Background: an optimization exercise with open tools, aiming at small area. Do not read the settings as production practice.
Only simulation tests tie the RTL to the original design; equivalence was not proved.
Power and IR drop assume default switching activity.

Floorplan with the power grid:
Pins as bars on the die edge.
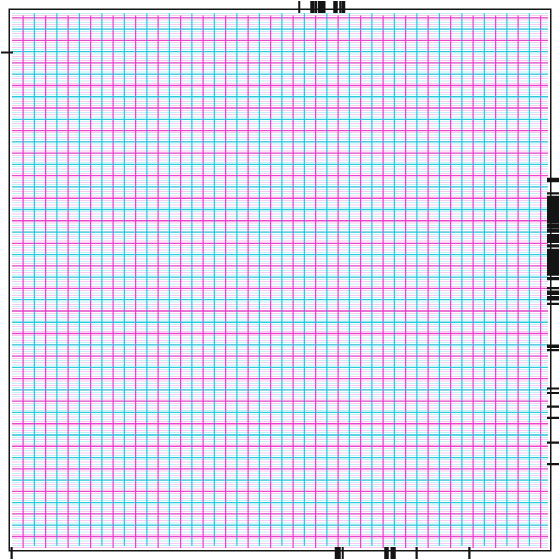
I/O nets highlighted:
Scale: 1 px per um.
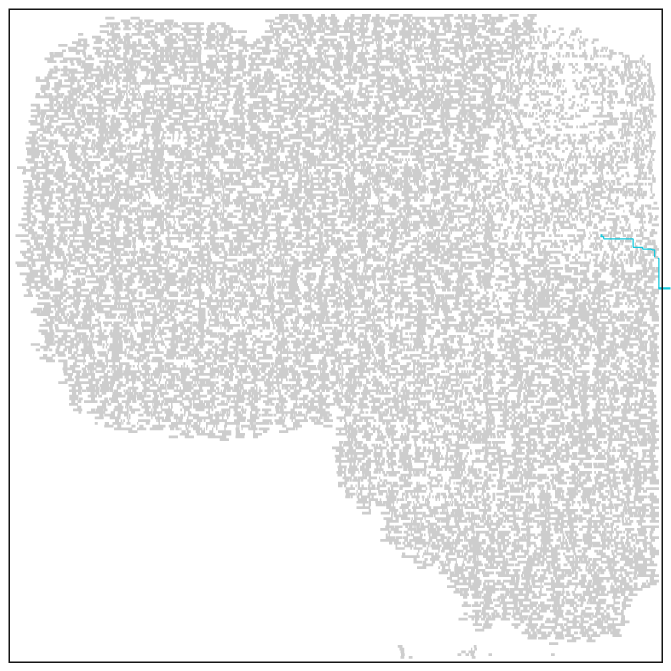
Signal wires on met1:
Scale: 1 px per um.
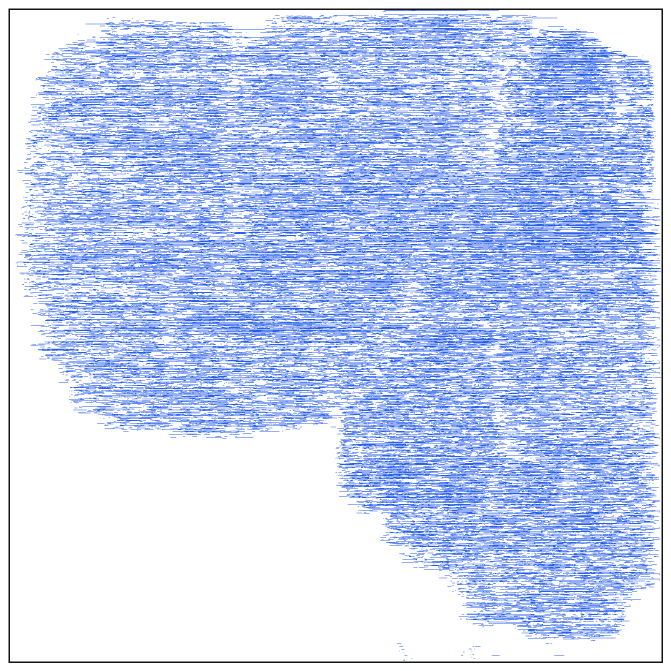
==> design.v <==
`timescale 1ns/1ps
module ADD_PC(
input [31:0] in,
output [31:0] out
);
assign out = in + 32'd4;
endmodule
`timescale 1ns/1ps
module mux2_32bit(
input [31:0] a, b,
input sel,
output [31:0] y
);
assign y = sel ? b : a;
endmodule
`timescale 1ns/1ps
module PC(Out, In, rst, clk);
	input[31:0] In;
	input rst, clk;
	output reg[31:0] Out;
	always @(posedge clk) begin
		if(rst) Out <= 32'd0;
		else Out <= In;
	end
endmodule
`timescale 1ns/1ps
module ImmGen (
		 input [31:0] INST,
		 input ImmSel,
		 output reg [31:0] IMM_OUT
	);
	wire [6:0] OPCODE;
	assign OPCODE = INST[6:0];
    parameter TYPE_I_R      = 7'b0010011;
	parameter LUI           = 7'b0110111;
    parameter AUIPC         = 7'b0010111;
    parameter TYPE_B        = 7'b1100011;
    parameter TYPE_I_LOAD   = 7'b0000011;
    parameter TYPE_S        = 7'b0100011;
    parameter TYPE_JAL      = 7'b1101111;
    parameter TYPE_JALR     = 7'b1100111;
	always@(*) begin
		if (ImmSel) begin
			case(OPCODE)
				TYPE_I_R:
					IMM_OUT = {{20{INST[31]}}, INST[31:20]};
				LUI:
					IMM_OUT = {INST[31:12], 12'b0};
				AUIPC:
					IMM_OUT = {INST[31:12], 12'b0};
				TYPE_B:
					IMM_OUT = {{20{INST[31]}}, INST[7], INST[30:25], INST[11:8],1'b0};
				TYPE_I_LOAD:
					IMM_OUT = {{20{INST[31]}}, INST[31:20]};
				TYPE_S:
					IMM_OUT = {{20{INST[31]}}, INST[31:25], INST[11:7]};
				TYPE_JAL:
					IMM_OUT = {{12{INST[31]}}, INST[19:12], INST[20], INST[30:21],1'b0};
				TYPE_JALR:
					IMM_OUT = {{20{INST[31]}}, INST[31:20]};
				default: IMM_OUT = {32{1'b0}};   
			endcase
		end 
		else 
         IMM_OUT = {32{1'b0}};
	end
endmodule
`timescale 1ns/1ps
module register(ReadData1, ReadData2, WriteData, RegWEn, WriteAddress, ReadAddress1, ReadAddress2, CLK, rst );
input [2:0] RegWEn;
input CLK, rst;	
input [4:0] WriteAddress, ReadAddress1, ReadAddress2;
input [31:0] WriteData;
output [31:0] ReadData1, ReadData2;
wire [1023:0] array_reg;
reg [31:0] reg1, reg2;
wire [31:0] rd1 = array_reg[ReadAddress1*32 +: 32];
wire [31:0] rd2 = array_reg[ReadAddress2*32 +: 32];
genvar g;
generate
	for (g = 0; g < 32; g = g + 1) begin : r
		reg [31:0] q;
		always @(posedge CLK or posedge rst) begin
			if(rst) q <= 32'd0;
			else if(RegWEn != 3'b000 && WriteAddress == g) q <= WriteData;
		end
		assign array_reg[g*32 +: 32] = q;
	end
endgenerate
always @(*) begin 
		reg1 = rd1;
		case (RegWEn)
			3'b010 : begin
				reg2 = {{24{rd2[7]}},{rd2[7:0]}};
			end
			3'b011 : begin
				reg2 = {{16{rd2[15]}},{rd2[15:0]}};
			end
			3'b100 : begin
				reg2 = {24'd0, rd2[7:0]};
			end
			3'b101 : begin
				reg2 = {16'd0, rd2[15:0]};
			end
			default : begin
				reg2 = rd2;
			end
		endcase
end
assign ReadData1 = reg1;
assign ReadData2 = reg2;
endmodule
`timescale 1ns/1ps
module BranchComp (
input [31:0] DataA,
input [31:0] DataB,
input BrUn,
output reg BrEq,
output reg BrLT
);
always @(*) begin
	case (BrUn) 
	1'b0 : begin
		if ($signed(DataA) == $signed(DataB)) BrEq <= 1'b1;
		else BrEq <= 1'b0;
		if (DataA < DataB) BrLT <= 1'b1;
		else BrLT <= 1'b0;
	end
	1'b1 : begin
		if ((DataA) == (DataB)) BrEq <= 1'b1;
		else BrEq <= 1'b0;
		if ($unsigned(DataA) < $unsigned(DataB)) BrLT <= 1'b1;
		else BrLT <= 1'b0;
	end
	endcase
end
endmodule
`timescale 1ns/1ps
module ALU(
input [31:0] inA, inB,
input [3:0] ALU_control,
output reg [31:0] Result
);
always @(*)
	begin 
		case (ALU_control)
			4'b0000: Result = inA + inB;	 
			4'b0001: Result = inA - inB;	 
			4'b0010: Result = inA & inB;	 
			4'b0011: Result = inA | inB;	 
			4'b0100: Result = inA << inB;	 
			4'b0101: Result = inA >> inB;	 
			4'b0110: Result = inA >>> inB; 	 
			4'b0111: Result = inA ^ inB;	 
			4'b1000:	Result = ($signed(inA) < $signed(inB)) ? 1 : 0;	 
			4'b1001: Result = (inA < inB) ? 1 : 0;  
			4'b1010: Result = inB;  
			default : Result = 31'd0;
		endcase
	end
endmodule
`timescale 1ns/1ps
module Data_memory (
    input CLK, RST,  
    input [31:0] A,  
    input [31:0] WD,
    input [1:0] RWE,
    output [31:0] RD
);
    wire [2047:0] MEMORY;
    wire [31:0] wdata = (RWE == 1) ? {{24{WD[7]}}, WD[7:0]} :    
                        (RWE == 2) ? {{16{WD[7]}}, WD[15:0]} :   
                        WD;                                      
    wire in_range = (A[31:6] == 26'd0);
    genvar g;
    generate
        for (g = 0; g < 64; g = g + 1) begin : word
            reg [31:0] q;
            always @(posedge CLK or posedge RST) begin
                if (RST) q <= 32'b0;
                else if (RWE != 0 && in_range && A[5:0] == g) q <= wdata;
            end
            assign MEMORY[g*32 +: 32] = q;
        end
    endgenerate
    assign  RD = in_range ? MEMORY[A[5:0]*32 +: 32] : 32'b0;
endmodule 
`timescale 1ns/1ps
module Datapath (
input PCSel, ImmSel, BrUn, ASel, BSel,
input [2:0] RegWEn,
input [3:0] ALUControl,
input [1:0] MemRW,
input rst, clk,
input [1:0] WBControl,
input [31:0] INST,
output BrEq, BrLT,
output [31:0] IADDR,
output [31:0] WBData
);
wire [4:0] AddrA, AddrB, AddrW;
wire [31:0] PC_in, PC_out, Imm, ReadD, RD1, RD2, OutMA, OutMB, ALU_Result, WB1, WB2, PC4;
assign AddrA = INST[19:15];
assign AddrB = INST[24:20];
assign AddrW = INST[11:7];
ADD_PC APC (PC_out, PC4);
PC PC(PC_out, PC_in, rst, clk);
ImmGen IG(INST, ImmSel, Imm);
register RF(RD1, RD2, WB2, RegWEn, AddrW, AddrA, AddrB, clk, rst);
BranchComp BC(RD1, RD2, BrUn, BrEq, BrLT);
mux2_32bit MuxA (RD1, PC_out, ASel, OutMA);
mux2_32bit MuxB (RD2, Imm, BSel, OutMB);
ALU ALU (OutMA, OutMB, ALUControl, ALU_Result);
Data_memory DMEM (clk, rst, ALU_Result, RD2, MemRW, ReadD);
mux2_32bit inst1 (ReadD, ALU_Result, WBControl[0], WB1);
mux2_32bit inst2 (WB1, PC4, WBControl[1], WB2);
mux2_32bit inst3 (ALU_Result, PC4, PCSel, PC_in);
assign IADDR = PC_out;
assign WBData = WB2;
endmodule
==> run.sh <==
#!/bin/bash
# synth_recipe.tcl (not shown) runs the flow's synth.tcl, then flattens the netlist and writes it again
# the make line also repeats each setting of config.mk as NAME=value (left out here)
make -C /OpenROAD-flow-scripts/flow DESIGN_CONFIG=/design/flow/config.mk WORK_HOME=/design/flow/orfs CLKGATE_MAP_FILE= SYNTH_SCRIPT=/design/flow/synth_recipe.tcl finish
==> config.mk <==
export PLATFORM = sky130hd
export DESIGN_NAME = Datapath
export DESIGN_NICKNAME = Datapath
export VERILOG_FILES = /design/flow/design.v
export SDC_FILE = /design/flow/constraint.sdc
export NUM_CORES = 4
export LEC_CHECK = 0
export CAP_MARGIN = 20
export CORE_MARGIN = 2
export CORE_UTILIZATION = 40
export SETUP_SLACK_MARGIN = 0.4
export SLEW_MARGIN = 20
==> constraint.sdc <==
create_clock -name core_clock -period 14.0 [get_ports {clk}]
set_input_delay 2.8000 -clock core_clock [delete_from_list [all_inputs] [get_ports {clk}]]
set_output_delay 2.8000 -clock core_clock [all_outputs]
set_load 0.01 [all_outputs]
==> run summary <==
- Largest area contributor in the netlist: dfrtp_1
- Pwr top: registers
- CTS tree: built
- Simple-gate share of the synthesized area: 0.0825
- CTS resizes: 54
- Htree depth: 5
- Signal buffers: ~1400
- Met1 GRT Util: 0.389
- Fin Setup TNS: 0 ns
- Reg2reg start: RF.r[31].q[7]
- Post-CTS Setup Inserts: 8
- Crit. End Element: primary output
- Layout cells sized above 1: 0.255
- Min-Delay Endpoint: DMEM.word[57].q[3]
- Post-Synth Adder-Cell Area: 0.00987
- Via count of the first global-routing pass: approximately 120k
- Non-Filler Instances: roughly 21000
- Combinational power: 5.69 mW
- Status: no timing/DRC/antenna violations
- IO Port Bufs: 114
- Synth area leaders: dfrtp_1, mux2_1, mux2i_1
- Worst-path clk slew: approximately 0.05 ns
- Top cell type's share of synthesized area: 0.459
- Post-Syn Area: 168000 um^2
- Grt met2 use: 0.437
- Hold WS: approximately 0.48 ns
- Number of max-cap violations: 0
- Antenna violations before repair: 35
- Top delay family on crit path: buffers and inverters
- Sw power: approximately 8 mW
- Crit path capture: WBData[14]
-- 'floorplan with the power grid' (at the start) --
| net | colour |
|---|---|
| VSS | magenta |
| VDD | cyan |
met5 straps: 47
signal pins: 116
met1 rails: 238
rows: 237

-- 'I/O nets highlighted' (at the start) --
| port | colour | direction | edge | end cells | buffers | wire |
|---|---|---|---|---|---|---|
| BrLT | cyan | output | east | 1 | 1 | 108 um |

-- 'signal wires on met1' (at the start) --
share of all routed wire: 41%
nets with wire on the layer: 14284
wire length on this layer: 260 mm
longest straight run: 174 um

[afterwards: timing with drivers on the ports]
In the flow no input, the clock included, has a driving cell. The finished layout below was timed again as built, in two steps.
Step 1: set_driving_cell puts a clkbuf_16 on clk and a buf_2 on each other input, an assumption about the parent block.
Step 2 moves the port delays by t, midway between the first and last clock arrival at a register: inputs arrive t later, outputs are due t later. That takes back most of the time a late clock gives input paths.
Slacks: ideal ports / drivers / drivers and shift; pairs: ideal ports / drivers.
t (ns): 1.046
setup slack, ns: 0.393 / 0.364 / 0.364
worst setup path at the end: input to output
worst slew at a driven data input, ns: 0.22
cell pins on the clock port's net: 1
After both steps this run still meets setup and hold. For this run, drivers alone change the setup slack by -0.029 ns; drivers and shift together by -0.029 ns.
